This is an optimization exercise on Yosys and OpenROAD, whose aim is small area, a short achievable clock period and few clock cycles, not a production implementation.
RTL that was checked went through simulation tests only; none was proved equivalent to the original.
Some runs may be left out. An edit can pass the tests and still lose a function that they never use.
Only the layout flow was run in run 2; the RTL was not checked for function there.

==> run_1/pdn.png <==
Drawn at 1 px/um. Pins as bars on the die edge.
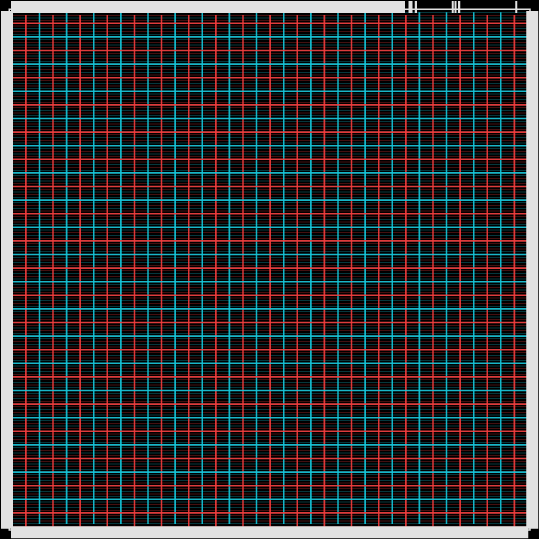
==> run_1/metal_stack.png <==
Drawn at 1 px/um.
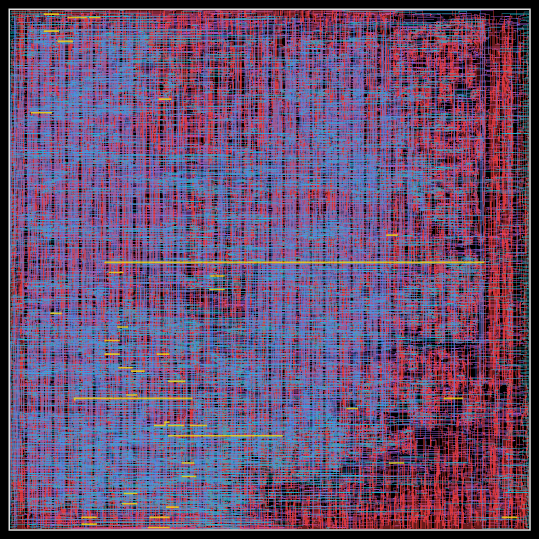
==> run_1/clock_map.png <==
Drawn at 1 px/um.
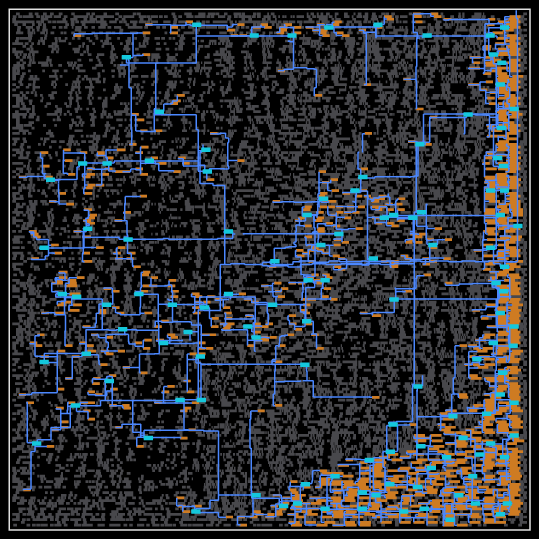
## flow/design.v in outline (module list and top-level ports)
// module fxp_add: 7 lines
// module fxp_mult: 14 lines
// module mac_3x3: 34 lines
// module conv3x3: 5882 lines
module conv3x3 #(
    parameter total_bits = 16,
    parameter frac_bits  = 8,
    parameter max_rows   = 8,
    parameter max_cols   = 8
)(
    input clk,
    input rst,
    input  [3:0] rows,
    input  [3:0] cols,
    input  [max_rows*max_cols*total_bits-1 : 0] matrix_data,
    input  signed [total_bits-1:0] K00, K01, K02,
    input  signed [total_bits-1:0] K10, K11, K12,
    input  signed [total_bits-1:0] K20, K21, K22,
    output reg [(max_rows-2)*(max_cols-2)*total_bits-1 : 0] filtered_matrix,
    output reg done
);
  // ...
==> flow/run.sh <==
#!/bin/bash
# synth_recipe.tcl (not shown) runs the flow's synth.tcl, then flattens the netlist and writes it again
# the make line also repeats each setting of config.mk as NAME=value (left out here)
make -C /OpenROAD-flow-scripts/flow DESIGN_CONFIG=/design/flow/config.mk WORK_HOME=/design/flow/orfs CLKGATE_MAP_FILE= SYNTH_SCRIPT=/design/flow/synth_recipe.tcl finish
==> flow/config.mk <==
export PLATFORM = sky130hd
export DESIGN_NAME = conv3x3
export DESIGN_NICKNAME = conv3x3
export VERILOG_FILES = /design/flow/design.v
export SDC_FILE = /design/flow/constraint.sdc
export NUM_CORES = 4
export LEC_CHECK = 0
export CAP_MARGIN = 35
export CORE_MARGIN = 2
export CORE_UTILIZATION = 40
export SLEW_MARGIN = 35
==> flow/constraint.sdc <==
create_clock -name core_clock -period 14.0 [get_ports {clk}]
set_input_delay 2.8000 -clock core_clock [delete_from_list [all_inputs] [get_ports {clk}]]
set_output_delay 2.8000 -clock core_clock [all_outputs]
set_load 0.01 [all_outputs]
==> summary.md, run 1 <==
| Metric | Value |
|---|---|
| Non-filler cells, final | 17,600 |
| Adder-Cell Fraction of Synth Area | 0.200 |
| M1 WL | 244,000 um |
| DRT iter0 DRCs | 24,300 |
| Fraction of area in multi-input gates | 0.543 |
| Initial Util | 0.401 |
| Drt drc | 0 |
| WHS | 0.431 ns |
| Highest routed layer | met5 |
| Core area | 265,000 sq um |
| Clk root buf | clkbuf_16 |
| Num sequential | 1,031 |
| Top delay family on crit path | adder cells |
| CP bufs+invs | 5 |
| Largest family of logic cells by synthesized area | compound AO/OA/AOI/OAI gates |
| Most frequent CP cell | fa_1 |
| CP Launch Type | flip-flop |
| Final hold violation count | 0 |
| # rows | 189 |
| Net Count, Synth | 15,000 |
| Synthesized area | 106,000 sq um |
| Max Cap Viol | 0 |
| Signal buf overhead | 0.155 |
| GRT Total Usage | 0.566 |
| Clock-pin slew on the worst setup and hold paths | 0.07 ns |
| Status | complete, no violations |
| Crit-path cells | inv_1 -> fa_1 -> fa_1 -> fa_1 -> fa_1 -> inv_1 -> fa_1 -> fa_1 -> fa_1 -> fa_1 -> fa_1 -> inv_1 -> fa_1 -> inv_1 -> ha_1 -> nand2b_1 -> o31ai_1 -> a31o_2 -> a211oi_1 -> o21bai_1 -> a21oi_1 -> xnor2_1 -> nor2_4 -> buf_16 |
| Post-synth top area cell | fa_1 |
| Bufs w/o clock | 2,126 |
| Top-Level Pins | 1,755 |
| Fin. max-slew vios | 0 |
| Area of the multi-input gates | 71,100 sq um |
| Vias | 125,000 |
| Post_cts resized | 0 |
| Htree depth | 3 |
| Layout cells sized above 1 | 0.0609 |
| CP Depth | 24 |
| Syn Area/Cell | 8.23 sq um |
| Reg2reg setup slack | 6.43 ns |
| Tap cells | 3,533 |
| GRT busiest layer | met2 |
| Yosys reg bits | 1,031 |
| Required @ worst endpoint | 14.67 ns |
| CTS tree | done |
| CLK BUF | 151 |
| Avg Vias per Cell | 7.14 |
| Clk cell area share | 0.0338 |
| Final setup fails | 0 |
| Max incr delay on CP | 0.58 ns |
| Complex-gate fraction of the synthesized area | 0.304 |
| Vias in the first global route | 109,000 |
| Crit-path max FO | 23 |
| Comb_multi_in | 9,500 |
| GR Util met2 | 0.785 |
| Slew headroom | 0.165 |
| Most frequent cell after synthesis | a22oi_1 |
| Post-synth EDFFs | 582 |
| Max Fclk | 132 MHz |
| Synth top area share | 0.175 |
| Num Clock Sinks | 1,031 |
| Sequential-to-total area share from yosys stat | 0.250 |
| First-pass GRT wire length | 1,030,000 um |
| Design area | 131,000 sq um |
| Post-DRT Antenna Nets | 0 |
| Max FFs per register | 576 |
| Filler cells | 24,800 |
| Crit path time final | 7.57 ns |
| Final core occ | 0.495 |
| Placed cell count | 17,100 |
| Biggest Area Class | multi-input gates |
| RSZ-0062 raised after global routing | no |
| M3 GR Usage | 0.274 |
| Initial antenna violation count | 261 |
| WL met2 | 317,000 um |
Testbench counts for the RTL of run 1, summed over its fixed seeds: cycles 3,626.
Back to the opening pictures, pdn.png:
legend:
  VDD:
    colour: cyan
  VSS:
    colour: red
rows: 189
met1 rails: 190

Back to the opening pictures, metal_stack.png:
legend:
  met4:
    colour: blue
    wire_length: 113 mm
  met5:
    colour: yellow
    wire_length: 1,100 um
  met1:
    colour: purple
    wire_length: 244 mm
  met3:
    colour: cyan
    wire_length: 111 mm
  met2:
    colour: red
    wire_length: 317 mm

Back to the opening pictures, clock_map.png:
legend:
  flip-flops:
    colour: orange
    count: 1,031
  cells driving clock nets:
    colour: cyan
    count: 119
  clock wires:
    colour: blue
    length: 16,700 um
routed clock nets: 120
flops lie: spread over the die
skew final: 0.117 ns
Clk Latency, worst-skew pair: 0.88 ns

## Run 2: files that changed since run 1, shown whole
==> flow/design.v <==
module fxp_add #(parameter total_bits = 16)
(   input  signed  [total_bits-1:0] a,  
    input  signed  [total_bits-1:0] b,   
    output signed  [total_bits-1:0] y    
);
    assign y = a + b;  
endmodule
module fxp_mult #(
parameter int_bits =8, 
parameter frac_bits =8, 
parameter total_bits = int_bits+frac_bits 
)
(
input signed [total_bits-1:0] a,  
input signed [total_bits-1:0] b,  
output signed [total_bits-1:0] result  
);
wire signed [2*total_bits-1:0] mult_full;
assign mult_full = a*b;
assign result = mult_full[total_bits+frac_bits-1 : frac_bits];
endmodule
module mac_3x3#(
    parameter int_bits = 8,  
    parameter frac_bits = 8,    
    parameter total_bits=16   
 )
(
    input  signed [total_bits-1:0] I00, I01, I02,
    input  signed [total_bits-1:0] I10, I11, I12,
    input  signed [total_bits-1:0] I20, I21, I22,
    input  signed [total_bits-1:0] K00, K01, K02,
    input  signed [total_bits-1:0] K10, K11, K12,
    input  signed [total_bits-1:0] K20, K21, K22,
    output signed [total_bits-1:0] Y
);
    wire signed [total_bits-1:0] m00,m01,m02,m10,m11,m12,m20,m21,m22;  
    wire signed [total_bits-1:0] s1,s2,s3,s4,s5,s6,s7,s8;  
    fxp_mult #(int_bits, frac_bits) M00(I00,K00,m00);        
    fxp_mult #(int_bits, frac_bits) M01(I01,K01,m01);
    fxp_mult #(int_bits, frac_bits) M02(I02,K02,m02);
    fxp_mult #(int_bits, frac_bits) M10(I10,K10,m10);
    fxp_mult #(int_bits, frac_bits) M11(I11,K11,m11);
    fxp_mult #(int_bits, frac_bits) M12(I12,K12,m12);
    fxp_mult #(int_bits, frac_bits) M20(I20,K20,m20);
    fxp_mult #(int_bits, frac_bits) M21(I21,K21,m21);
    fxp_mult #(int_bits, frac_bits) M22(I22,K22,m22);
    fxp_add #(total_bits) A1(m00, m01, s1);
    fxp_add #(total_bits) A2(s1, m02, s2);
    fxp_add #(total_bits) A3(s2, m10, s3);
    fxp_add #(total_bits) A4(s3, m11, s4);
    fxp_add #(total_bits) A5(s4, m12, s5);
    fxp_add #(total_bits) A6(s5, m20, s6);
    fxp_add #(total_bits) A7(s6, m21, s7);
    fxp_add #(total_bits) A8(s7, m22, Y);  
endmodule
`timescale 1ns / 1ps
module conv3x3 #(
    parameter total_bits = 16, 
    parameter frac_bits  = 8,
    parameter max_rows   = 8,
    parameter max_cols   = 8
)(
    input clk,
    input rst,
    input  [3:0] rows, 
    input  [3:0] cols,
    input  [max_rows*max_cols*total_bits-1 : 0] matrix_data,  
    input  signed [total_bits-1:0] K00, K01, K02,  
    input  signed [total_bits-1:0] K10, K11, K12,
    input  signed [total_bits-1:0] K20, K21, K22,
    output reg [(max_rows-2)*(max_cols-2)*total_bits-1 : 0] filtered_matrix,
    output reg done
);
    integer r, c;    
    reg [3:0] row_cnt, col_cnt;  
    reg signed [total_bits-1:0] I00, I01, I02;
    reg signed [total_bits-1:0] I10, I11, I12;
    reg signed [total_bits-1:0] I20, I21, I22;
    wire signed [total_bits-1:0] Y;
    mac_3x3 #(
        .total_bits(total_bits),
        .frac_bits(frac_bits)
    ) mac_unit (
        .I00(I00), .I01(I01), .I02(I02),
        .I10(I10), .I11(I11), .I12(I12),
        .I20(I20), .I21(I21), .I22(I22),
        .K00(K00), .K01(K01), .K02(K02),
        .K10(K10), .K11(K11), .K12(K12),
        .K20(K20), .K21(K21), .K22(K22),
        .Y(Y)
    );
    function signed [total_bits-1:0] pixel;
        input integer row;
        input integer col;
        integer index;
        begin 
            index = (row*max_cols + col) * total_bits;   
            pixel = matrix_data[index +: total_bits];
        end
    endfunction
    localparam IDLE = 2'b00;
    localparam LOAD = 2'b01;
    localparam COMPUTE = 2'b10;
    localparam STORE = 2'b11;
    reg [1:0] state;
    always @(posedge clk or posedge rst) begin
        if (rst) begin   
            row_cnt <= 0;
            col_cnt <= 0;
            filtered_matrix <= 0;
            done <= 0;
            state <= IDLE;
        end else begin
            case (state)
                IDLE: begin
                    if (!done)
                        state <= LOAD;  
                end
                LOAD: begin
                    I00 <= pixel(row_cnt,col_cnt);
                    I01 <= pixel(row_cnt,col_cnt + 1);
                    I02 <= pixel(row_cnt,col_cnt + 2);
                    I10 <= pixel(row_cnt+1,col_cnt);
                    I11 <= pixel(row_cnt+1,col_cnt + 1);
                    I12 <= pixel(row_cnt+1,col_cnt + 2);
                    I20 <= pixel(row_cnt+2,col_cnt);
                    I21 <= pixel(row_cnt+2,col_cnt + 1);
                    I22 <= pixel(row_cnt+2,col_cnt + 2);
                    state <= COMPUTE;  
                end
                COMPUTE: begin
                    state <= STORE;  
                end
                STORE: begin
                    filtered_matrix[(((row_cnt*(cols-2)) + col_cnt)*total_bits) +: total_bits] <= Y;
                    if (col_cnt < cols - 3) begin
                        col_cnt <= col_cnt + 1;
                        state <= LOAD;
                    end else if (row_cnt < rows - 3) begin
                        col_cnt <= 0;
                        row_cnt <= row_cnt + 1;
                        state <= LOAD;
                    end else begin
                        done <= 1;   
                        state <= IDLE;  
                    end
                end
            endcase
        end
    end
endmodule
==> run 2 against run 1 <==
- still clean on timing, DRC and antenna
- sequential cell count is 300 lower
- cell area is 17% higher
- core utilization is 0.33 points lower
- critical path type is now primary input to flip-flop
- critical endpoint is now filtered_matrix[399]
==> summary.md, run 2 <==
| Metric | Value |
|---|---|
| Xor/xnor share of the synthesized area | 0.0277 |
| CLK BUF | 128 (-15%) |
| Signal buf overhead | 0.139 (-0.0159) |
| Period Utilization, post-route | 0.955 |
| Reg2reg setup slack | 2.59 ns (-3.84 ns) |
| Layout cells sized above 1 | 0.166 (+0.105) |
| Synth Flop Type | dfrtp_1 |
| RSZ-0062 raised after global routing | no |
| # rows | 205 (+8.5%) |
| CP bufs+invs | 13 (+8) |
| Post-CTS Setup Inserts | 0 |
| Skew final | 0.0977 ns (-0.0190 ns) |
| Avg Vias per Cell | 5.71 (-20%) |
| Fin. max-slew vios | 0 (unchanged) |
| GR Layer Usage met1 | 0.477 |
| Syn Area/Cell | 10.5 sq um (+28%) |
| DRT iter0 DRCs | 11,000 (-55%) |
| Clk Latency, worst-skew pair | 0.78 ns (-0.10 ns) |
| Area of the multi-input gates | 95,900 sq um (+35%) |
| Post-DRT Antenna Nets | 0 (unchanged) |
| Synth async-reset ratio | 0.803 |
| M1 WL | 231,000 um (-5.3%) |
| Hold Path Class | flip-flop to flip-flop |
| CTS tree | done |
| Highest routed layer | met5 |
| Crit. End Element | flip-flop |
| Most frequent cells in the layout | inv_1 (2,224), fa_1 (1,792), clkdlybuf4s50_1 (1,754) |
| Final setup margin | 0.635 ns |
| Critical-path cell with the highest stage delay | clkdlybuf4s50_1 |
| Top-Level Pins | 1,755 (unchanged) |
| Routed WL | 629,000 um |
| Fraction of area in multi-input gates | 0.626 (+0.0825) |
| Vias in the first global route | 101,000 (-8.1%) |
| Clock-pin slew on the worst setup and hold paths | 0.06 ns (about the same) |
| DR WL met3 | 96,900 um |
| Biggest Area Class | multi-input gates |
| Measured slew at the worst slew-check pin | 1.08 ns |
| Crit path time final | 13.36 ns (+5.80 ns) |
| Inverters | 2,229 |
| Placed cell count | 17,500 (+2.8%) |
| Final hold violation count | 0 (unchanged) |
| Post-synth top area cell | fa_1 |
| Filler cells | 29,200 (+18%) |
| Synth warnings | 1 |
| Hold Buf Count CTS | 0 |
| Most frequent CP cell | fa_1 |
| Crit path DAT | 13.95 ns |
| Sequential share of cell area | 0.124 |
| Commonest non-fill, non-tap cell in the layout | inv_1 |
| Drt drc | 0 (unchanged) |
| Post-DP Area | 150,000 sq um |
| Synth area leaders | fa_1 (29%), mux4_2 (12%), dfrtp_1 (12%) |
| Port Buf Inserts | 1,754 |
| Most frequent cell after synthesis | inv_1 |
| Gr ovfl total | 0 |
| Post-Synth Simple-Gate Area | 0.109 |
| GRT busiest layer | met2 |
| Die X | 564 um |
| Max incr delay on CP | 0.78 ns (+0.20 ns) |
| Final net count | 17,200 |
| Post-synth EDFFs | 144 (-75%) |
| M3 GR Usage | 0.216 (-0.0590) |
| DP Worst Slack | 0.0212 ns |
| Pin count of the biggest net entering global routing | 162 |
| Placer Congestion | 1.11 |
| Core area | 312,000 sq um (+18%) |
| Non-filler cells, final | 17,900 (+1.9%) |
| Largest family of logic cells by synthesized area | adder cells |
| Area delta synth->final | 22.3% |
| Htree depth | 3 (unchanged) |
| Net Count, Synth | 15,600 (+3.7%) |
| Pre-antenna DRT Iters | 6 |
| # diodes | 211 |
| Longest Clk Path Bufs | 3 |
| Post_cts resized | 0 (unchanged) |
| Sequential-to-total area share from yosys stat | 0.152 (-0.0978) |
| Status | complete, no violations |
| Max Fclk | 74.8 MHz (-43%) |
| Cells on worst reg2reg path | 43 |
| Die height | 564 um |
| WHS | 0.484 ns (+0.0529 ns) |
| Tap cells | 4,140 (+17%) |
| Slew headroom | 0.280 (+0.115) |
| Crit path kind | primary input to flip-flop |
| Max Cap Viol | 0 (unchanged) |
| Synth top area share | 0.287 (+0.112) |
| Cells on Worst Hold Path | 1 |
| Post-DP HPWL | 542,000 um |
| Final setup fails | 0 (unchanged) |
| Comb_multi_in | 8,261 (-13%) |
| Final core occ | 0.492 (-0.00332) |
| Commonest cells in the synthesized netlist | inv_1 (2,225), fa_1 (1,795), nand2_1 (1,304) |
| Clk cell area share | 0.0192 (-0.0147) |
| Initial antenna violation count | 304 (+16%) |
| DR WL/cell | 35.1 um |
| Cell variety after synth | 82 |
| GRT Total Usage | 0.394 (-0.173) |
| Required @ worst endpoint | 14.59 ns (-0.08 ns) |
| Total negative setup slack | 0 ns |
| First-pass GRT wire length | 848,000 um (-18%) |
| CP Depth | 44 (+83%) |
| Design area | 153,000 sq um (+17%) |
| Synthesized area | 125,000 sq um (+18%) |
| GR Util met2 | 0.546 (-0.238) |
| Bufs w/o clock | 2,175 (+2.3%) |
| Adder-Cell Fraction of Synth Area | 0.358 (+0.157) |
| Mapped Cells | 11,900 |
| Storage element area | 19,000 sq um |
| Yosys reg bits | 731 (-29%) |
| Vias | 102,000 (-19%) |
| Max FFs per register | 576 (unchanged) |
| Initial Util | 0.402 (+0.000662) |
| Top delay family on crit path | adder cells |
| CP Launch Type | primary input |
| WL met2 | 256,000 um (-19%) |
| Crit-path max FO | 36 (+57%) |
| CTS buffer count | 88 |
| Complex-gate fraction of the synthesized area | 0.0248 (-0.279) |
| Die area | 318,000 sq um |
| Mux contribution to synthesized area | 0.241 |
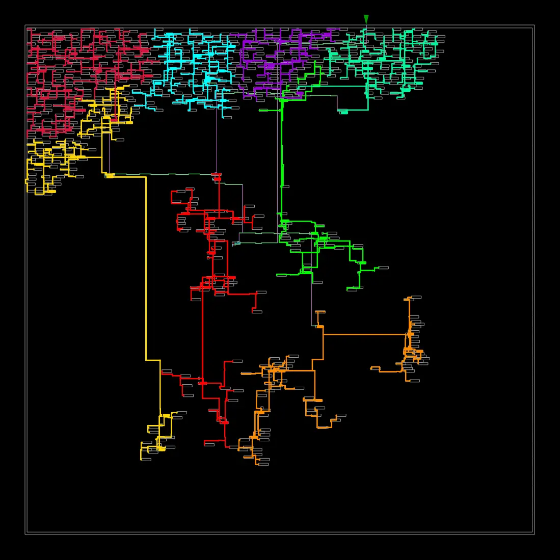
(run_2/cts_layout.png)
clk root buf: clkbuf_16
Num Clock Sinks: 731
num sequential: 731

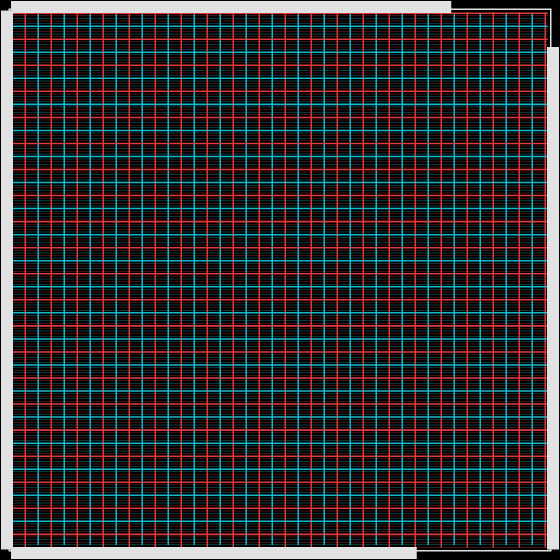
(run_2/pdn.png)
Pins as bars on the die edge.
legend:
  VDD:
    colour: cyan
  VSS:
    colour: red
signal pins: 1,755
rows: 205
met4 straps: 41
met1 rails: 206

## Run 3: large edit since run 2, in outline
flow/design.v: 151 -> 7367 lines; modules unchanged: 3
  conv3x3: edited, 95 -> 7312 lines
==> flow/flow/run.sh (new file) <==
#!/bin/bash
# The standard layout (standard.sh: ORFS from synthesis to finish) with two
# changes to how the layout is optimised:
#  - the port buffers that global placement adds are buf_1 cells rather than
#    the default pick (clkdlybuf4s50_1); every port still gets its own buffer;
set -euo pipefail
export BUFFER_PORTS_ARGS="-buffer_cell sky130_fd_sc_hd__buf_1"
export SETUP_SLACK_MARGIN=8.8
bash standard.sh > standard.log 2>&1
==> flow/standard.sh (new file) <==
#!/bin/bash
# synth_recipe.tcl (not shown) runs the flow's synth.tcl, then flattens the netlist and writes it again
# the make line also repeats each setting of config.mk as NAME=value (left out here)
make -C /OpenROAD-flow-scripts/flow DESIGN_CONFIG=/design/flow/config.mk WORK_HOME=/design/flow/orfs CLKGATE_MAP_FILE= SYNTH_SCRIPT=/design/flow/synth_recipe.tcl "${@:-finish}"
--- a/flow/config.mk
+++ b/flow/config.mk
@@ -6,6 +6,7 @@
 export NUM_CORES = 4
 export LEC_CHECK = 0
+export ABC_AREA = 1
 export CAP_MARGIN = 35
 export CORE_MARGIN = 2
-export CORE_UTILIZATION = 40
+export CORE_UTILIZATION = 35
 export SLEW_MARGIN = 35
removed: flow/run.sh
==> run 3 against run 2 <==
- critical path depth is 25 lower
- global-route usage is 13 points higher
- largest cell class unchanged
- core utilization is 7.7 points lower
- synthesized cell count fell by 12%
==> summary.md, run 3 <==
| Metric | Value |
|---|---|
| # rows | 188 (-8.3%) |
| Adder-Cell Fraction of Synth Area | 0.206 (-0.152) |
| Cells on worst reg2reg path | 19 (-56%) |
| Required @ worst endpoint | 14.76 ns (+0.17 ns) |
| Area of the multi-input gates | 55,300 sq um (-42%) |
| Layout cells sized above 1 | 0.0663 (-0.0996) |
| Routed WL | 736,000 um (+17%) |
| GR Layer Usage met1 | 0.596 (+0.120) |
| Crit path DAT | 6.29 ns (-7.66 ns) |
| Yosys reg bits | 1,113 (+52%) |
| First-pass GRT wire length | 924,000 um (+9.0%) |
| CLK BUF | 166 (+30%) |
| Period Utilization, post-route | 0.395 (-0.560) |
| RSZ-0062 raised after global routing | yes |
| DR WL met3 | 96,100 um (-0.84%) |
| Measured slew at the worst slew-check pin | 1.13 ns (+0.0514 ns) |
| Cell variety after synth | 63 (-23%) |
| Pin count of the biggest net entering global routing | 118 (-27%) |
| Crit-path max FO | 2 (-94%) |
| Sequential share of cell area | 0.259 (+0.135) |
| Hold Buf Count CTS | 0 (unchanged) |
| DR WL/cell | 46.6 um (+33%) |
| Gr ovfl total | 0 (unchanged) |
| Fin. max-slew vios | 0 (unchanged) |
| Slew headroom | 0.248 (-0.0316) |
| GR Util met2 | 0.726 (+0.180) |
| Max incr delay on CP | 0.79 ns (about the same) |
| Post-CTS Setup Inserts | 18 (+18) |
| Post_cts resized | 59 (+59) |
| Post-DP Area | 102,000 sq um (-32%) |
| GRT Total Usage | 0.526 (+0.133) |
| Final setup margin | 8.47 ns (+7.84 ns) |
| Synth warnings | 12 (+11) |
| Drt drc | 0 (unchanged) |
| Skew final | 0.0804 ns (-0.0173 ns) |
| DRT iter0 DRCs | 15,800 (+44%) |
| Die X | 518 um (-8.1%) |
| Placer Congestion | 1.14 (+2.3%) |
| Inverters | 1,850 (-17%) |
| CP bufs+invs | 3 (-10) |
| Biggest Area Class | multi-input gates |
| Initial antenna violation count | 263 (-13%) |
| Vias in the first global route | 89,500 (-11%) |
| Num Clock Sinks | 1,113 (+52%) |
| Reg2reg setup slack | 8.47 ns (+5.88 ns) |
| Status | complete, no violations |
| Most frequent cell after synthesis | inv_1 |
| Vias | 98,100 (-4.0%) |
| Fraction of area in multi-input gates | 0.508 (-0.118) |
| DP Worst Slack | 7.38 ns (+7.36 ns) |
| Design area | 109,000 sq um (-29%) |
| Post-DRT Antenna Nets | 0 (unchanged) |
| Area delta synth->final | 17.7% |
| Tap cells | 3,515 (-15%) |
| Post-synth top area cell | fa_1 |
| Final net count | 14,100 (-18%) |
| Crit path time final | 5.53 ns (-7.84 ns) |
| Commonest cells in the synthesized netlist | inv_1 (1,754), o22ai_1 (1,452), nand2_1 (1,077) |
| Bufs w/o clock | 1,970 (-9.4%) |
| Hold Path Class | flip-flop to flip-flop |
| Non-filler cells, final | 15,800 (-12%) |
| Clock-pin slew on the worst setup and hold paths | 0.06 ns (about the same) |
| Synth Flop Type | edfxtp_1 |
| Largest family of logic cells by synthesized area | adder cells |
| Comb_multi_in | 6,837 (-17%) |
| WL met2 | 295,000 um (+15%) |
| CTS tree | done |
| Most frequent cells in the layout | buf_1 (1,725), inv_1 (1,720), o22ai_1 (1,452) |
| CP Launch Type | flip-flop |
| Initial Util | 0.352 (-0.0499) |
| Top-Level Pins | 1,755 (unchanged) |
| Crit. End Element | flip-flop |
| Cells on Worst Hold Path | 1 (unchanged) |
| Clk Latency, worst-skew pair | 0.89 ns (+0.11 ns) |
| Syn Area/Cell | 8.84 sq um (-16%) |
| WHS | 0.406 ns (-0.0777 ns) |
| GRT busiest layer | met2 |
| Core area | 263,000 sq um (-16%) |
| Synth top area share | 0.191 (-0.0958) |
| Post-DP HPWL | 612,000 um (+13%) |
| CP Depth | 19 (-57%) |
| M1 WL | 251,000 um (+8.4%) |
| Max Cap Viol | 0 (unchanged) |
| Avg Vias per Cell | 6.21 (+8.8%) |
| Post-Synth Simple-Gate Area | 0.0872 (-0.0220) |
| Pre-antenna DRT Iters | 9 (+3) |
| Xor/xnor share of the synthesized area | 0.104 (+0.0762) |
| Synth area leaders | fa_1 (19%), edfxtp_1 (19%), dfxtp_1 (11%) |
| Synthesized area | 92,400 sq um (-26%) |
| Net Count, Synth | 12,600 (-19%) |
| Crit path kind | flip-flop to flip-flop |
| Filler cells | 27,200 (-6.8%) |
| Total negative setup slack | 0 ns (unchanged) |
| Max FFs per register | 576 (unchanged) |
| Port Buf Inserts | 1,754 (unchanged) |
| Final core occ | 0.414 (-0.0771) |
| Storage element area | 28,200 sq um (+48%) |
| Mapped Cells | 10,500 (-12%) |
| Post-synth EDFFs | 582 (+300%) |
| Clk root buf | clkbuf_16 |
| Complex-gate fraction of the synthesized area | 0.183 (+0.158) |
| Synth async-reset ratio | 0.00629 (-0.797) |
| Final hold violation count | 0 (unchanged) |
Testbench counts for the RTL of run 3, summed over its fixed seeds: cycles 3,626.
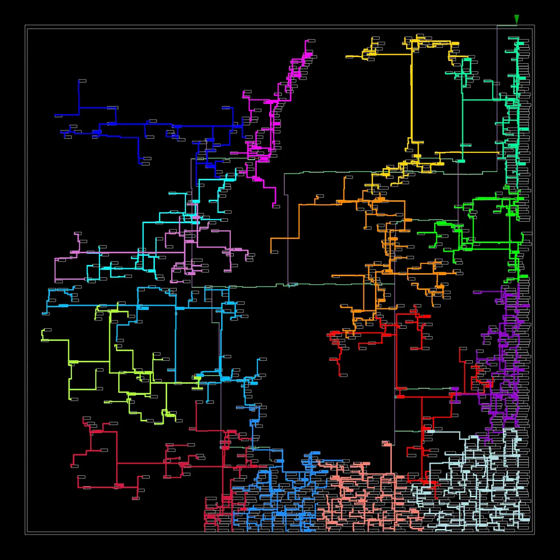
(run_3/cts_layout.png)
num sequential: 1,113
htree depth: 4
CTS buffer count: 136

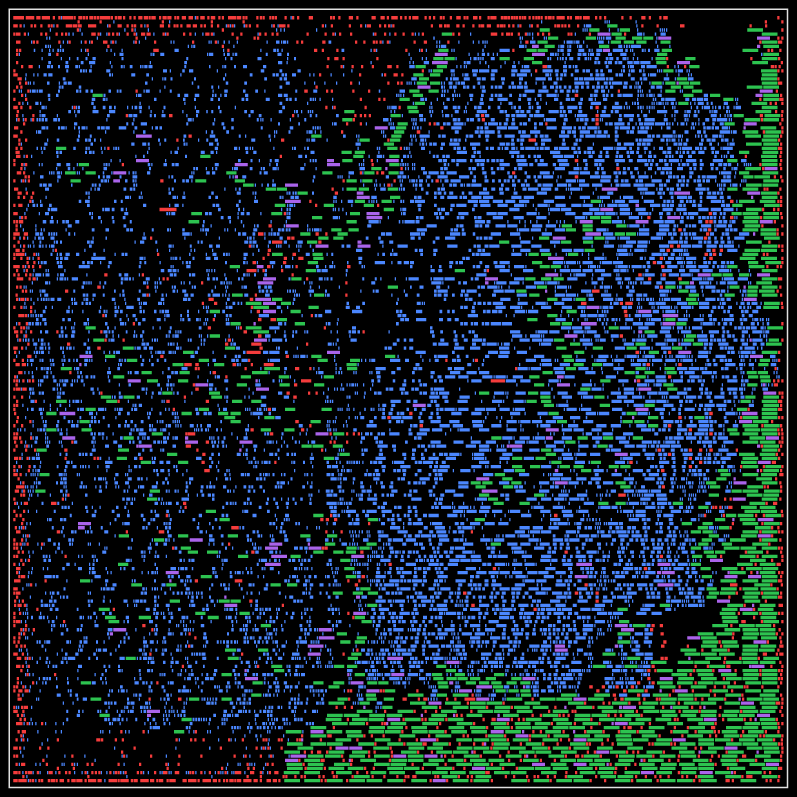
(run_3/cell_classes.png)
Drawn at 1.5 px/um.
legend:
  all other logic:
    colour: blue
    cells: 8,687
    share_of_their_area: 60%
  flip-flops:
    colour: green
    cells: 1,113
    share_of_their_area: 27%
  other buffers and delay cells:
    colour: red
    cells: 1,970
    share_of_their_area: 8.2%
  clock drivers and dummy loads:
    colour: purple
    cells: 248
    share_of_their_area: 4.5%

## Run 4: what changed since run 3
--- a/flow/flow/run.sh
+++ b/flow/flow/run.sh
@@ -5,5 +5,5 @@
 #    the default pick (clkdlybuf4s50_1); every port still gets its own buffer;
 set -euo pipefail
 export BUFFER_PORTS_ARGS="-buffer_cell sky130_fd_sc_hd__buf_1"
-export SETUP_SLACK_MARGIN=8.8
+export SETUP_SLACK_MARGIN=9.5
 bash standard.sh > standard.log 2>&1
--- a/flow/config.mk
+++ b/flow/config.mk
@@ -8,5 +8,5 @@
 export ABC_AREA = 1
 export CAP_MARGIN = 35
 export CORE_MARGIN = 2
-export CORE_UTILIZATION = 35
+export CORE_UTILIZATION = 40
 export SLEW_MARGIN = 35
==> run 4 against run 3 <==
- the run now fails in 5_1_grt
- synthesized cell count did not move
- synthesized area unchanged
==> summary.md, run 4 <==
| Metric | Value |
|---|---|
| Commonest cells in the synthesized netlist | inv_1 (1,754), o22ai_1 (1,452), nand2_1 (1,077) |
| Die X | 485 um (-6.4%) |
| Largest family of logic cells by synthesized area | adder cells |
| Post-DP Area | 102,000 sq um (-0.33%) |
| Synth top area share | 0.191 (unchanged) |
| Placed cell count | 14,800 |
| Post-DP HPWL | 662,000 um (+8.0%) |
| Synth async-reset ratio | 0.00629 (unchanged) |
| Status | did not finish |
| Clk root buf | clkbuf_16 |
| Longest Clk Path Bufs | 3 |
| Adder-Cell Fraction of Synth Area | 0.206 (unchanged) |
| Mapped Cells | 10,500 (unchanged) |
| Placer Congestion | 1.31 (+15%) |
| Xor/xnor share of the synthesized area | 0.104 (unchanged) |
| Hold Buf Count CTS | 0 (unchanged) |
| First Error | [ERROR GRT-0116] Global routing finished with congestion. Check the congestion regions in the DRC Viewer. |
| Net Count, Synth | 12,600 (unchanged) |
| Post-CTS Setup Inserts | 344 (+326) |
| Synthesized area | 92,400 sq um (unchanged) |
| Sequential-to-total area share from yosys stat | 0.304 |
| Num Clock Sinks | 1,113 (unchanged) |
| Die height | 485 um |
| DP Worst Slack | 6.76 ns (-0.622 ns) |
| CTS buffer count | 120 (-12%) |
| Most frequent cell after synthesis | inv_1 |
| Syn Area/Cell | 8.84 sq um (unchanged) |
| Post-synth top area cell | fa_1 |
| # rows | 176 (-6.4%) |
| Htree depth | 3 (-1) |
| Yosys reg bits | 1,113 (unchanged) |
| Cell variety after synth | 63 (unchanged) |
| Pin count of the biggest net entering global routing | 68 |
| Post_cts resized | 787 (+1200%) |
| Complex-gate fraction of the synthesized area | 0.183 (unchanged) |
| Synth area leaders | fa_1 (19%), edfxtp_1 (19%), dfxtp_1 (11%) |
| Top-Level Pins | 1,755 (unchanged) |
| Port Buf Inserts | 1,754 (unchanged) |
| Post-Synth Simple-Gate Area | 0.0872 (unchanged) |
| Mux contribution to synthesized area | 0.00987 |
| Failing step | 5_1_grt |
| Post-synth EDFFs | 582 (unchanged) |
| Synth warnings | 12 (unchanged) |
| Synth Flop Type | edfxtp_1 |
| Initial Util | 0.402 (+0.0499) |
## Run 5: large edit since run 4, in outline
flow/design.v: 7367 -> 14373 lines; modules unchanged: 3
  conv3x3: edited, 7312 -> 14318 lines
--- a/flow/flow/run.sh
+++ b/flow/flow/run.sh
@@ -6,4 +6,4 @@
 set -euo pipefail
 export BUFFER_PORTS_ARGS="-buffer_cell sky130_fd_sc_hd__buf_1"
-export SETUP_SLACK_MARGIN=9.5
+export SETUP_SLACK_MARGIN=8.8
 bash standard.sh > standard.log 2>&1
==> run 5 against run 4 <==
- now clean on timing, DRC and antenna
- synthesized area increased by 57%
- synthesized cell count increased by 61%
==> summary.md, run 5 <==
| Metric | Value |
|---|---|
| Net Count, Synth | 20,000 (+59%) |
| M3 GR Usage | 0.283 |
| Routed WL | 1,100,000 um |
| Post-DP HPWL | 874,000 um (+32%) |
| Mapped Cells | 16,900 (+61%) |
| Placed cell count | 22,600 (+53%) |
| Complex-gate fraction of the synthesized area | 0.170 (-0.0134) |
| Area of the multi-input gates | 97,200 sq um |
| DP Worst Slack | 6.36 ns (-0.392 ns) |
| Xor/xnor share of the synthesized area | 0.133 (+0.0287) |
| Synth Flop Type | dfxtp_1 |
| Largest family of logic cells by synthesized area | adder cells |
| Status | complete, no violations |
| Synth area leaders | fa_1 (24%), xor2_1 (13%), edfxtp_1 (12%) |
| Mux contribution to synthesized area | 0.00721 (-0.00266) |
| Num Clock Sinks | 1,403 (+26%) |
| Post-Synth Simple-Gate Area | 0.0888 (+0.00152) |
| Post-DRT Antenna Nets | 0 |
| Synth top area share | 0.243 (+0.0519) |
| Design area | 166,000 sq um |
| Final net count | 21,400 |
| Synth async-reset ratio | 0.00499 (-0.00130) |
| Clock-pin slew on the worst setup and hold paths | 0.06 ns |
| Inverters | 2,799 |
| GR Util met2 | 0.805 |
| # rows | 221 (+26%) |
| Post-CTS Setup Inserts | 107 (-69%) |
| Cell variety after synth | 61 (-3.2%) |
| Longest Clk Path Bufs | 4 (+1) |
| Initial Util | 0.401 (-0.000855) |
| Die X | 607 um (+25%) |
| GR Layer Usage met1 | 0.601 |
| Filler cells | 36,500 |
| Pin count of the biggest net entering global routing | 98 |
| Highest routed layer | met5 |
| Placer Congestion | 1.19 (-9.6%) |
| Post-synth EDFFs | 576 (-1.0%) |
| Synthesized area | 145,000 sq um (+57%) |
| Top-Level Pins | 1,755 (unchanged) |
| Port Buf Inserts | 1,754 (unchanged) |
| Clk root buf | clkbuf_16 |
| Htree depth | 4 (+1) |
| Num sequential | 1,403 |
| RSZ-0062 raised after global routing | yes |
| Adder-Cell Fraction of Synth Area | 0.262 (+0.0560) |
| Hold Buf Count CTS | 0 (unchanged) |
| Top delay family on crit path | buffers and inverters |
| Most frequent cell after synthesis | inv_1 |
| Yosys reg bits | 1,403 (+26%) |
| Commonest cells in the synthesized netlist | inv_1 (2,645), o22ai_1 (2,336), xor2_1 (2,103) |
| CTS buffer count | 166 (+38%) |
| Post-DP Area | 157,000 sq um (+54%) |
| Post-synth top area cell | fa_1 |
| Required @ worst endpoint | 14.85 ns |
| Sequential-to-total area share from yosys stat | 0.233 (-0.0711) |
| Synth warnings | 22 (+10) |
| Crit-path max FO | 69 |
| Drt drc | 0 |
| Syn Area/Cell | 8.61 sq um (-2.6%) |
| Post_cts resized | 217 (-72%) |
| Die height | 607 um (+25%) |
Testbench counts for the RTL of run 5, summed over its fixed seeds: cycles 2,098.
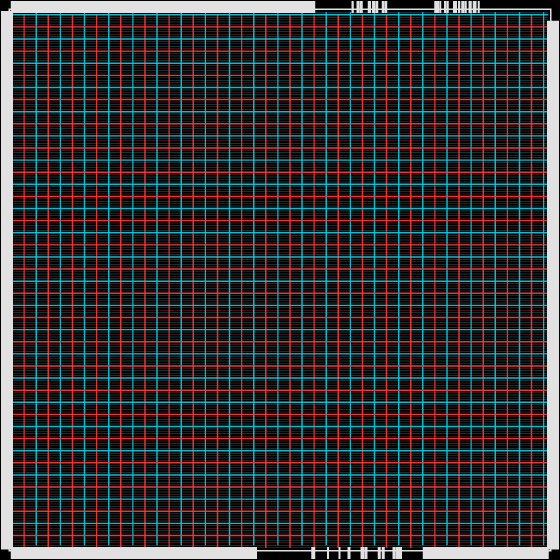
(run_5/pdn.png)
Pins as bars on the die edge.
legend:
  VDD:
    colour: cyan
  VSS:
    colour: red
met1 rails: 222
met5 straps: 44
signal pins: 1,755
rows: 221
met4 straps: 44
core area: 362,000 sq um

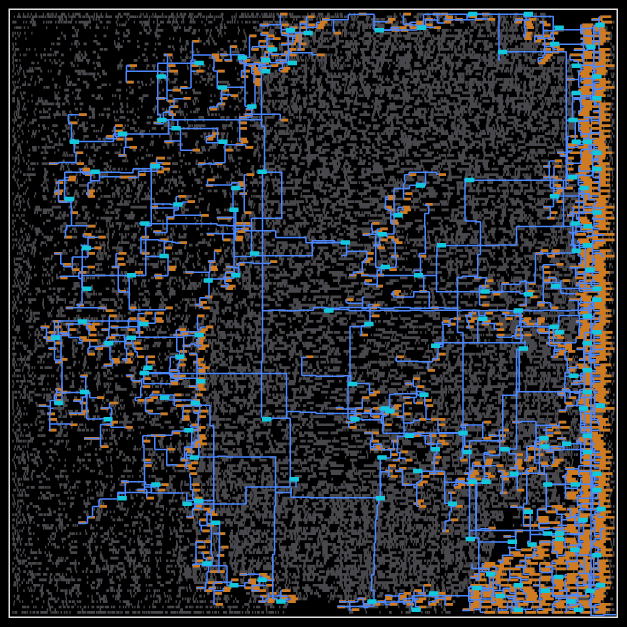
(run_5/clock_map.png)
Drawn at 1 px/um.
legend:
  cells driving clock nets:
    colour: cyan
    count: 166
  clock wires:
    colour: blue
    length: 22.6 mm
  flip-flops:
    colour: orange
    count: 1,403
flops lie: spread over the die
Clk Latency, worst-skew pair: 1.00 ns

==> run 6: too many edits to list; what changed since run 5 <==
flow/design.v: 14373 -> 14704 lines; modules unchanged: 3
  conv3x3: edited, 14318 -> 14649 lines
--- a/flow/flow/run.sh
+++ b/flow/flow/run.sh
@@ -6,4 +6,4 @@
 set -euo pipefail
 export BUFFER_PORTS_ARGS="-buffer_cell sky130_fd_sc_hd__buf_1"
-export SETUP_SLACK_MARGIN=8.8
+export SETUP_SLACK_MARGIN=9.1
 bash standard.sh > standard.log 2>&1
==> run 6 against run 5 <==
- still clean
- cell count is 2.5% higher
- count of clock-buffer cells in the layout fell by 8
- first-iteration DRC count decreased by 7.4%
- critical path type is now flip-flop to flip-flop
==> summary.md, run 6 <==
| Metric | Value |
|---|---|
| Mapped Cells | 17,100 (+1.6%) |
| Gr ovfl total | 0 |
| Clk cell area share | 0.0352 |
| Longest Clk Path Bufs | 4 (unchanged) |
| Xor/xnor share of the synthesized area | 0.129 (-0.00336) |
| DR WL met3 | 143,000 um |
| CP Depth | 23 |
| Initial antenna violation count | 270 |
| Post-CTS Setup Inserts | 151 (+41%) |
| Signal buf overhead | 0.0789 |
| Inverters | 2,772 (-0.96%) |
| Crit path kind | flip-flop to flip-flop |
| GRT Total Usage | 0.557 |
| Max incr delay on CP | 0.40 ns |
| Initial Util | 0.402 (+0.00124) |
| Crit. End Element | flip-flop |
| Synth area leaders | fa_1 (24%), dfxtp_1 (13%), xor2_1 (12%) |
| Placer Congestion | 1.16 (-1.9%) |
| Crit path DAT | 5.78 ns |
| # rows | 223 (+0.90%) |
| Top delay family on crit path | adder cells |
| Avg Vias per Cell | 6.39 |
| Post-DP Area | 162,000 sq um (+3.1%) |
| Critical-path cell with the highest stage delay | fa_1 |
| Final net count | 21,800 (+2.1%) |
| Synth top area share | 0.236 (-0.00672) |
| Period Utilization, post-route | 0.366 |
| Mux contribution to synthesized area | 0.00773 (+0.000514) |
| Filler cells | 36,700 (+0.60%) |
| Clock-pin slew on the worst setup and hold paths | 0.06 ns (about the same) |
| Storage element area | 37,100 sq um |
| Num sequential | 1,556 (+11%) |
| Commonest cells in the synthesized netlist | inv_1 (2,623), nand2_1 (2,485), o22ai_1 (2,217) |
| Highest routed layer | met5 |
| Max Cap Viol | 0 |
| Final setup margin | 8.87 ns |
| Yosys reg bits | 1,556 (+11%) |
| Max FFs per register | 576 |
| GR Util met2 | 0.779 (-0.0259) |
| Post-DRT Antenna Nets | 0 (unchanged) |
| Pin count of the biggest net entering global routing | 140 (+43%) |
| Hold Buf Count CTS | 0 (unchanged) |
| M3 GR Usage | 0.229 (-0.0533) |
| First-pass GRT wire length | 1,380,000 um |
| Cell variety after synth | 65 (+6.6%) |
| Placed cell count | 23,100 (+2.2%) |
| Fin. max-slew vios | 0 |
| Synth async-reset ratio | 0.00386 (-0.00113) |
| Tap cells | 4,950 |
| CTS buffer count | 172 (+3.6%) |
| Design area | 173,000 sq um (+4.0%) |
| Crit-path cells | maj3_1 -> a21oi_1 -> o21ai_0 -> a22oi_2 -> fa_2 -> clkinvlp_4 -> ha_1 -> inv_1 -> fa_1 -> inv_1 -> fa_1 -> ha_1 -> o21bai_1 -> a21oi_2 -> buf_4 -> buf_6 -> nor3_4 -> nor2_2 -> nor2_2 -> nor2_2 -> xor2_2 -> nor2_4 -> clkbuf_16 |
| Commonest non-fill, non-tap cell in the layout | inv_1 |
| Most frequent cells in the layout | inv_1 (2,496), nand2_1 (2,470), o22ai_1 (2,214) |
| Sequential share of cell area | 0.215 |
| Adder-Cell Fraction of Synth Area | 0.259 (-0.00354) |
| Post-Synth Simple-Gate Area | 0.0953 (+0.00651) |
| Crit-path max FO | 9 (-87%) |
| Post-synth EDFFs | 576 (unchanged) |
| Die height | 614 um (+1.2%) |
| Port Buf Inserts | 1,754 (unchanged) |
| Synthesized area | 149,000 sq um (+2.4%) |
| GR Layer Usage met1 | 0.599 (-0.00242) |
| Most frequent cell after synthesis | inv_1 |
| Syn Area/Cell | 8.68 sq um (+0.76%) |
| Clk root buf | clkbuf_16 |
| Max Fclk | 195 MHz |
| Post-DP HPWL | 876,000 um (+0.32%) |
| Die X | 614 um (+1.2%) |
| Crit path time final | 5.13 ns |
| Cells on Worst Hold Path | 1 |
| Post-synth top area cell | fa_1 |
| DRT iter0 DRCs | 24,500 |
| Largest family of logic cells by synthesized area | adder cells |
| Complex-gate fraction of the synthesized area | 0.158 (-0.0114) |
| Non-filler cells, final | 24,000 |
| Num Clock Sinks | 1,556 (+11%) |
| Area delta synth->final | 16.3% |
| Layout cells sized above 1 | 0.0995 |
| Area of the multi-input gates | 98,200 sq um (+1.0%) |
| Total negative setup slack | 0 ns |
| RSZ-0062 raised after global routing | yes |
| Synth Flop Type | dfxtp_1 |
| Required @ worst endpoint | 14.66 ns (-0.19 ns) |
| Clk Latency, worst-skew pair | 0.95 ns (-0.05 ns) |
| DP Worst Slack | 7.74 ns (+1.37 ns) |
| CTS tree | done |
| Fraction of area in multi-input gates | 0.568 |
| Reg2reg setup slack | 8.87 ns |
| Synth warnings | 40 (+82%) |
| Net Count, Synth | 20,300 (+1.5%) |
| M1 WL | 353,000 um |
| Status | complete, no violations |
| Sequential-to-total area share from yosys stat | 0.249 (+0.0152) |
| Htree depth | 4 (unchanged) |
| Final setup fails | 0 |
| Post_cts resized | 224 (+3.2%) |
| Top-Level Pins | 1,755 (unchanged) |
| Core area | 369,000 sq um (+2.1%) |
| Comb_multi_in | 11,600 |
| Drt drc | 0 (unchanged) |
Testbench counts for the RTL of run 6, summed over its fixed seeds: cycles 2,106.
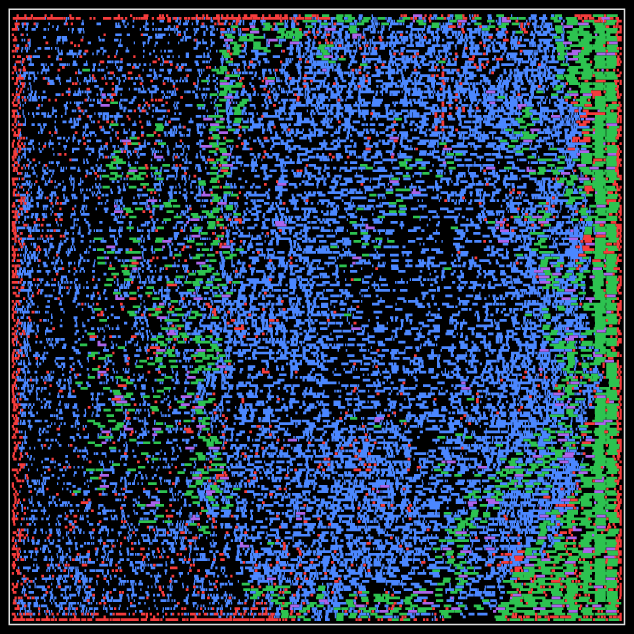
(run_6/cell_classes.png)
Drawn at 1 px/um.
legend:
  all other logic:
    colour: blue
    cells: 14,350
    share_of_their_area: 66%
  clock drivers and dummy loads:
    colour: purple
    cells: 317
    share_of_their_area: 3.7%
  other buffers and delay cells:
    colour: red
    cells: 2,553
    share_of_their_area: 8.2%
  flip-flops:
    colour: green
    cells: 1,556
    share_of_their_area: 22%

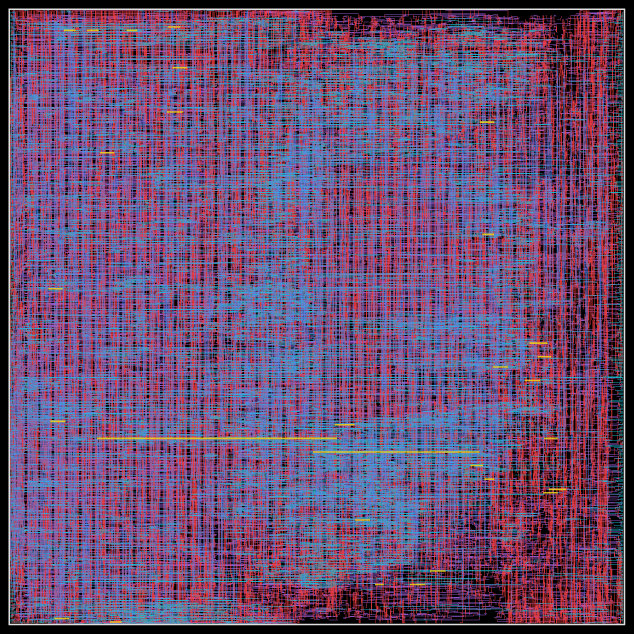
(run_6/metal_stack.png)
Drawn at 1 px/um.
legend:
  met4:
    colour: blue
    wire_length: 154 mm
  met3:
    colour: cyan
    wire_length: 143 mm
  met1:
    colour: purple
    wire_length: 353 mm
  met2:
    colour: red
    wire_length: 434 mm
  met5:
    colour: yellow
    wire_length: 740 um
Routed WL: 1,080,000 um
vias: 153,000

--- run 7: outline of the changes from run 6 ---
flow/design.v: 14704 -> 14344 lines; modules unchanged: 3
  conv3x3: edited, 14649 -> 14289 lines
==> run 7 against run 6 <==
- die area fell by 0.72%
- register-to-register slack got worse by 0.13 ns
- critical endpoint is now MB[92]
- non-clock buffer count rose by 1
- core utilization fell by 0.34 points
- largest cell class unchanged
- cell count rose by 0.73%
- still clean
==> summary.md, run 7 <==
| Metric | Value |
|---|---|
| Period Utilization, post-route | 0.376 (+0.00939) |
| Initial antenna violation count | 329 (+22%) |
| Storage element area | 35,000 sq um (-5.8%) |
| Cells on Worst Hold Path | 0 (-1) |
| M1 WL | 357,000 um (+1.1%) |
| Top delay family on crit path | adder cells |
| Synth warnings | 40 (unchanged) |
| Tap cells | 4,837 (-2.3%) |
| GR Layer Usage met1 | 0.611 (+0.0119) |
| Filler cells | 36,700 (+0.035%) |
| GR Util met2 | 0.789 (+0.0102) |
| Complex-gate fraction of the synthesized area | 0.153 (-0.00496) |
| Area delta synth->final | 15.9% |
| Slew headroom | 0.260 |
| Required @ worst endpoint | 14.77 ns (+0.11 ns) |
| Non-filler cells, final | 24,200 (+0.73%) |
| Sequential share of cell area | 0.205 (-0.0103) |
| Post-DP Area | 160,000 sq um (-0.91%) |
| Highest routed layer | met5 |
| Avg Vias per Cell | 6.41 (+0.44%) |
| Fraction of area in multi-input gates | 0.578 (+0.0101) |
| Vias | 155,000 (+1.2%) |
| Area of the multi-input gates | 98,800 sq um (+0.66%) |
| Largest family of logic cells by synthesized area | adder cells |
| Initial Util | 0.401 (-0.00141) |
| Critical-path cell with the highest stage delay | dfxtp_1 |
| Longest Clk Path Bufs | 4 (unchanged) |
| Sequential-to-total area share from yosys stat | 0.236 (-0.0128) |
| Max Fclk | 190 MHz (-2.5%) |
| Port Buf Inserts | 1,754 (unchanged) |
| CP Depth | 11 (-52%) |
| RSZ-0062 raised after global routing | yes |
| Yosys reg bits | 1,448 (-6.9%) |
| Post_cts resized | 194 (-13%) |
| Die area | 374,000 sq um |
| Routed WL | 1,100,000 um (+1.4%) |
| Synthesized area | 148,000 sq um (-0.73%) |
| Mux contribution to synthesized area | 0.00794 (+0.000209) |
| Clk root buf | clkbuf_16 |
| Post-synth top area cell | fa_1 |
| Signal buf overhead | 0.0805 (+0.00156) |
| Max FFs per register | 576 (unchanged) |
| Syn Area/Cell | 8.49 sq um (-2.1%) |
| Crit path DAT | 6.03 ns (+0.25 ns) |
| Final setup margin | 8.74 ns (-0.131 ns) |
| DRT iter0 DRCs | 26,100 (+6.9%) |
| Htree depth | 4 (unchanged) |
| Post-DRT Antenna Nets | 0 (unchanged) |
| Most frequent cells in the layout | nand2_1 (2,793), inv_1 (2,514), o22ai_1 (2,155) |
| M3 GR Usage | 0.251 (+0.0217) |
| Synth top area share | 0.238 (+0.00173) |
| Placer Congestion | 1.18 (+1.4%) |
| Max Cap Viol | 0 (unchanged) |
| Net Count, Synth | 20,600 (+1.2%) |
| Most frequent CP cell | fa_1 |
| Clock-pin slew on the worst setup and hold paths | 0.06 ns (about the same) |
| GRT Total Usage | 0.569 (+0.0124) |
| Synth Flop Type | dfxtp_1 |
| DR WL met3 | 150,000 um (+5.2%) |
| # rows | 223 (unchanged) |
| Post-DP HPWL | 888,000 um (+1.3%) |
| Inverters | 2,768 (-0.14%) |
| Cells on worst reg2reg path | 11 |
| Crit path kind | flip-flop to flip-flop |
| Layout cells sized above 1 | 0.0960 (-0.00349) |
| Commonest cells in the synthesized netlist | nand2_1 (2,824), inv_1 (2,638), o22ai_1 (2,155) |
| Placed cell count | 23,200 (+0.61%) |
| CTS tree | done |
| Hold Buf Count CTS | 0 (unchanged) |
| Die X | 611 um (-0.36%) |
| Post-synth EDFFs | 576 (unchanged) |
| Most frequent cell after synthesis | nand2_1 |
| Synth async-reset ratio | 0.00414 (+0.000288) |
| Status | complete, no violations |
| Post-CTS Setup Inserts | 149 (-1.3%) |
| Crit. End Element | flip-flop |
| Crit path time final | 5.26 ns (+0.131 ns) |
| Design area | 171,000 sq um (-1.1%) |
| Comb_multi_in | 11,900 (+3.1%) |
| Gr ovfl total | 0 (unchanged) |
| Crit-path max FO | 5 (-4) |
| Xor/xnor share of the synthesized area | 0.129 (-0.000598) |
| Commonest non-fill, non-tap cell in the layout | nand2_1 |
| Pin count of the biggest net entering global routing | 194 (+39%) |
| Reg2reg setup slack | 8.74 ns (-0.13 ns) |
| DP Worst Slack | 8.21 ns (+0.471 ns) |
| Core area | 368,000 sq um (-0.38%) |
| Post-Synth Simple-Gate Area | 0.110 (+0.0151) |
| Drt drc | 0 (unchanged) |
| Top-Level Pins | 1,755 (unchanged) |
| Final setup fails | 0 (unchanged) |
| Clk cell area share | 0.0330 (-0.00220) |
| Final net count | 22,100 (+1.1%) |
| Die height | 611 um (-0.36%) |
| Vias in the first global route | 141,000 |
| First-pass GRT wire length | 1,400,000 um (+1.5%) |
| Fin. max-slew vios | 0 (unchanged) |
| Adder-Cell Fraction of Synth Area | 0.259 (+0.000736) |
| Total negative setup slack | 0 ns (unchanged) |
| WL met2 | 438,000 um |
| Cell variety after synth | 61 (-6.2%) |
| Synth area leaders | fa_1 (24%), xor2_1 (12%), dfxtp_1 (12%) |
| Mapped Cells | 17,400 (+1.4%) |
| Max incr delay on CP | 0.80 ns (+0.40 ns) |
| Crit-path cells | clkinvlp_4 -> buf_4 -> o22ai_1 -> xor2_1 -> fa_1 -> inv_1 -> fa_1 -> fa_1 -> inv_1 -> fa_1 -> fa_1 |
Testbench counts for the RTL of run 7, summed over its fixed seeds: cycles 2,106.
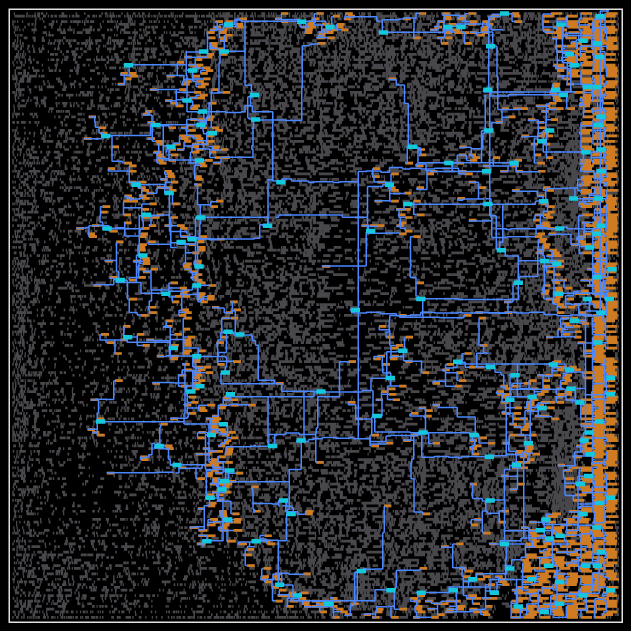
(run_7/clock_map.png)
Drawn at 1 px/um.
legend:
  cells driving clock nets:
    colour: cyan
    count: 168
  flip-flops:
    colour: orange
    count: 1,448
  clock wires:
    colour: blue
    length: 22.4 mm
flops lie: spread over the die
routed clock nets: 169
Clk Latency, worst-skew pair: 0.96 ns
skew final: 0.0964 ns

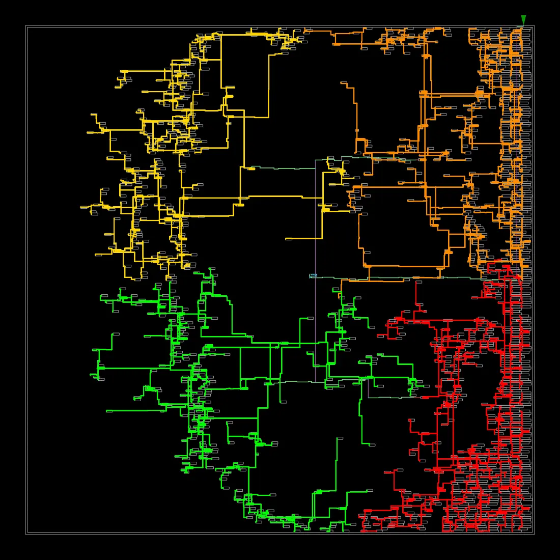
(run_7/cts_layout.png)
CTS buffer count: 168
Num Clock Sinks: 1,448
num sequential: 1,448

## Run 8: large edit since run 7, in outline
flow/design.v: 14344 -> 14248 lines; modules unchanged: 3
  conv3x3: edited, 14289 -> 14193 lines
==> run 8 against run 7 <==
- critical path depth increased by 8
- maximum frequency increased by 1.7%
- sequential cell count decreased by 96
- still clean
- sequential share of layout area decreased by 1.2 points
- critical path type unchanged
- first-iteration DRC count decreased by 0.45%
- routed wire length decreased by 2.0%
==> summary.md, run 8 <==
| Metric | Value |
|---|---|
| Status | complete, no violations |
| RSZ-0062 raised after global routing | yes |
| Synth area leaders | fa_1 (24%), xor2_1 (13%), edfxtp_1 (12%) |
| Clk Latency, worst-skew pair | 0.96 ns (about the same) |
| Post-Synth Simple-Gate Area | 0.0948 (-0.0155) |
| Slew headroom | 0.206 (-0.0542) |
| Top delay family on crit path | adder cells |
| Measured slew at the worst slew-check pin | 1.19 ns |
| Fraction of area in multi-input gates | 0.575 (-0.00315) |
| Final setup fails | 0 (unchanged) |
| Gr ovfl total | 0 (unchanged) |
| CP Depth | 19 (+8) |
| Routed WL | 1,080,000 um (-2.0%) |
| Crit. End Element | flip-flop |
| Bufs w/o clock | 2,959 |
| Mapped Cells | 16,600 (-4.3%) |
| Required @ worst endpoint | 14.85 ns (+0.08 ns) |
| Area delta synth->final | 21.5% |
| Longest Clk Path Bufs | 4 (unchanged) |
| Tap cells | 4,773 (-1.3%) |
| Hold Buf Count CTS | 0 (unchanged) |
| Reg2reg setup slack | 8.83 ns (+0.09 ns) |
| Max Fclk | 193 MHz (+1.7%) |
| Die area | 364,000 sq um (-2.7%) |
| Final net count | 21,700 (-1.6%) |
| Period Utilization, post-route | 0.369 (-0.00630) |
| Post-DP Area | 157,000 sq um (-1.8%) |
| Htree depth | 4 (unchanged) |
| Top-Level Pins | 1,755 (unchanged) |
| Synthesized area | 144,000 sq um (-2.7%) |
| Fin. max-slew vios | 0 (unchanged) |
| Synth top area share | 0.244 (+0.00657) |
| Cell variety after synth | 61 (unchanged) |
| Max Cap Viol | 0 (unchanged) |
| DR WL met3 | 147,000 um (-2.2%) |
| Clk root buf | clkbuf_16 |
| Drt drc | 0 (unchanged) |
| Final hold violation count | 0 |
| Crit path time final | 5.17 ns (-0.0883 ns) |
| CLK BUF | 195 |
| # diodes | 274 |
| Adder-Cell Fraction of Synth Area | 0.267 (+0.00730) |
| Num sequential | 1,352 (-6.6%) |
| Final core occ | 0.487 |
| Area of the multi-input gates | 100,000 sq um (+1.5%) |
| DR WL/cell | 45.5 um |
| Largest family of logic cells by synthesized area | adder cells |
| Avg Vias per Cell | 6.48 (+1.1%) |
| Sequential-to-total area share from yosys stat | 0.229 (-0.00687) |
| CP Launch Type | flip-flop |
| Synth warnings | 40 (unchanged) |
| Skew final | 0.112 ns (+0.0151 ns) |
| Comb_multi_in | 11,500 (-3.6%) |
| GRT busiest layer | met2 |
| Yosys reg bits | 1,352 (-6.6%) |
| CP bufs+invs | 5 |
| DRT iter0 DRCs | 26,000 (-0.45%) |
| Port Buf Inserts | 1,754 (unchanged) |
| Crit-path max FO | 11 (+6) |
| Layout cells sized above 1 | 0.159 (+0.0625) |
| WHS | 0.332 ns |
| Post_cts resized | 1,028 (+430%) |
| Placer Congestion | 1.17 (-0.64%) |
| DP Worst Slack | 7.80 ns (-0.407 ns) |
| Syn Area/Cell | 8.64 sq um (+1.7%) |
| Pin count of the biggest net entering global routing | 118 (-39%) |
| Cells on Worst Hold Path | 0 (unchanged) |
| Hold Path Class | flip-flop to flip-flop |
| Initial Util | 0.401 (about the same) |
| Post-DRT Antenna Nets | 0 (unchanged) |
| Clock-pin slew on the worst setup and hold paths | 0.08 ns (+0.02 ns) |
| Complex-gate fraction of the synthesized area | 0.169 (+0.0162) |
| M3 GR Usage | 0.245 (-0.00628) |
| Non-filler cells, final | 23,700 (-1.9%) |
| GR Layer Usage met1 | 0.616 (+0.00586) |
| Post-CTS Setup Inserts | 517 (+250%) |
| CTS buffer count | 160 (-4.8%) |
| Net Count, Synth | 19,800 (-3.6%) |
| M1 WL | 348,000 um (-2.6%) |
| Crit path kind | flip-flop to flip-flop |
| Most frequent cell after synthesis | inv_1 |
| Storage element area | 33,500 sq um (-4.2%) |
| Max incr delay on CP | 0.65 ns (-0.15 ns) |
| Post-DP HPWL | 872,000 um (-1.8%) |
| Biggest Area Class | multi-input gates |
| Highest routed layer | met5 |
| Synth async-reset ratio | 0.00444 (+0.000294) |
| Final setup margin | 8.83 ns (+0.0883 ns) |
| Commonest non-fill, non-tap cell in the layout | nand2_1 |
| Initial antenna violation count | 248 (-25%) |
| GR Util met2 | 0.800 (+0.0109) |
| First-pass GRT wire length | 1,380,000 um (-1.5%) |
| WL met2 | 428,000 um (-2.3%) |
| Filler cells | 35,100 (-4.5%) |
| Clk cell area share | 0.0311 (-0.00197) |
| Most frequent cells in the layout | nand2_1 (2,378), inv_1 (2,187), o22ai_1 (2,163) |
| Num Clock Sinks | 1,352 (-6.6%) |
| Total negative setup slack | 0 ns (unchanged) |
| GRT Total Usage | 0.574 (+0.00450) |
| Signal buf overhead | 0.103 (+0.0226) |
| Sequential share of cell area | 0.192 (-0.0125) |
| Synth Flop Type | dfxtp_1 |
| Post-synth EDFFs | 576 (unchanged) |
| Cells on worst reg2reg path | 19 (+8) |
| Max FFs per register | 576 (unchanged) |
| Pre-antenna DRT Iters | 10 |
| Inverters | 2,554 (-7.7%) |
| Vias | 154,000 (-0.82%) |
| Commonest cells in the synthesized netlist | inv_1 (2,415), nand2_1 (2,395), o22ai_1 (2,251) |
| Vias in the first global route | 142,000 (+0.63%) |
| Critical-path cell with the highest stage delay | fa_1 |
| Mux contribution to synthesized area | 0.00696 (-0.000974) |
| Crit path DAT | 6.02 ns (about the same) |
| Post-synth top area cell | fa_1 |
| # rows | 220 (-1.3%) |
| Crit-path cells | clkinvlp_4 -> buf_4 -> buf_4 -> o22ai_1 -> xor2_1 -> fa_1 -> fa_2 -> fa_1 -> inv_1 -> fa_1 -> xor2_1 -> nand3_1 -> nand3_1 -> nand2_1 -> nand2_1 -> inv_1 -> nor2_1 -> nor2_1 -> nor2_1 |
| Placed cell count | 22,500 (-3.3%) |
| CTS tree | done |
| Xor/xnor share of the synthesized area | 0.133 (+0.00441) |
| Design area | 175,000 sq um (+2.1%) |
Testbench counts for the RTL of run 8, summed over its fixed seeds: cycles 2,106.
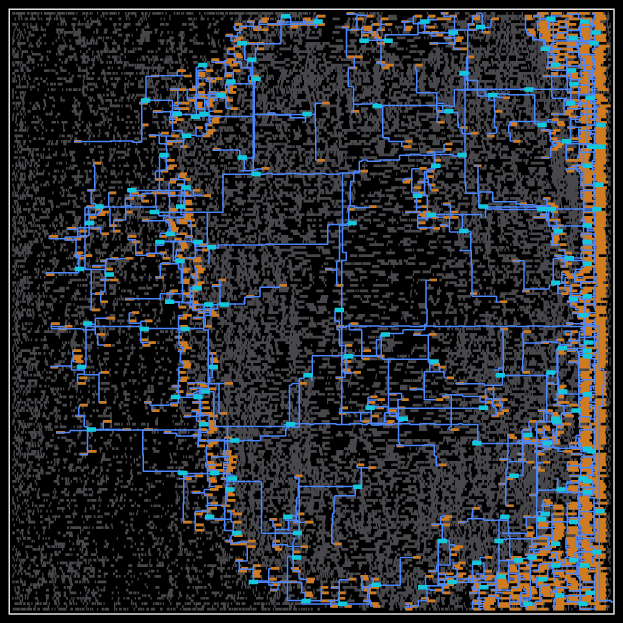
(run_8/clock_map.png)
Drawn at 1 px/um.
legend:
  cells driving clock nets:
    colour: cyan
    count: 160
  flip-flops:
    colour: orange
    count: 1,352
  clock wires:
    colour: blue
    length: 21.8 mm
routed clock nets: 161

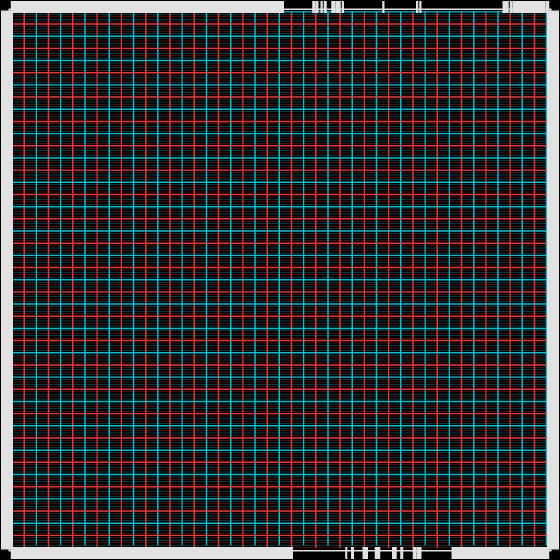
(run_8/pdn.png)
Pins as bars on the die edge.
legend:
  VDD:
    colour: cyan
  VSS:
    colour: red
signal pins: 1,755
met5 straps: 44
met4 straps: 44
Die X: 603 um
core area: 358,000 sq um
die height: 603 um

afterwards: timing with drivers on the ports:
How much do the figures lean on ideal ports? The routed layouts below were timed once more, with nothing changed but the port constraints. Step 1, drivers: a clkbuf_16 drives clk and a buf_2 each remaining input, both assumed. Step 2 times the ports against the registers' clock, not the clock port: input delays grow and output delays shrink by t, the midpoint of the rising clock arrivals with the driver on. a / b / c = no drivers / after step 1 / after step 2; a / b = the first two.
run | t, ns | setup slack, ns | hold slack, ns
run 1 | 0.945 | 6.431 / 6.431 / 6.431 | 0.431 / 0.431 / 0.431
run 2 | 0.822 | 0.635 / 0.695 / -0.127 | 0.484 / 0.484 / 0.484
run 3 | 0.976 | 8.472 / 8.472 / 7.674 | 0.406 / 0.406 / 0.406
run 5 | 1.079 | 8.418 / 8.482 / 7.426 | 0.347 / 0.347 / 0.347
run 6 | 1.034 | 8.872 / 8.872 / 8.252 | 0.442 / 0.442 / 0.442
run 7 | 1.042 | 8.740 / 8.740 / 8.203 | 0.336 / 0.336 / 0.336
run 8 | 1.043 | 8.829 / 8.829 / 7.978 | 0.332 / 0.332 / 0.332
With both steps, setup timing fails in run 2, where it was met with ideal ports. The setup slack of run 5, which loses most, moves by +0.064 ns with the drivers and by -0.992 ns with both steps.
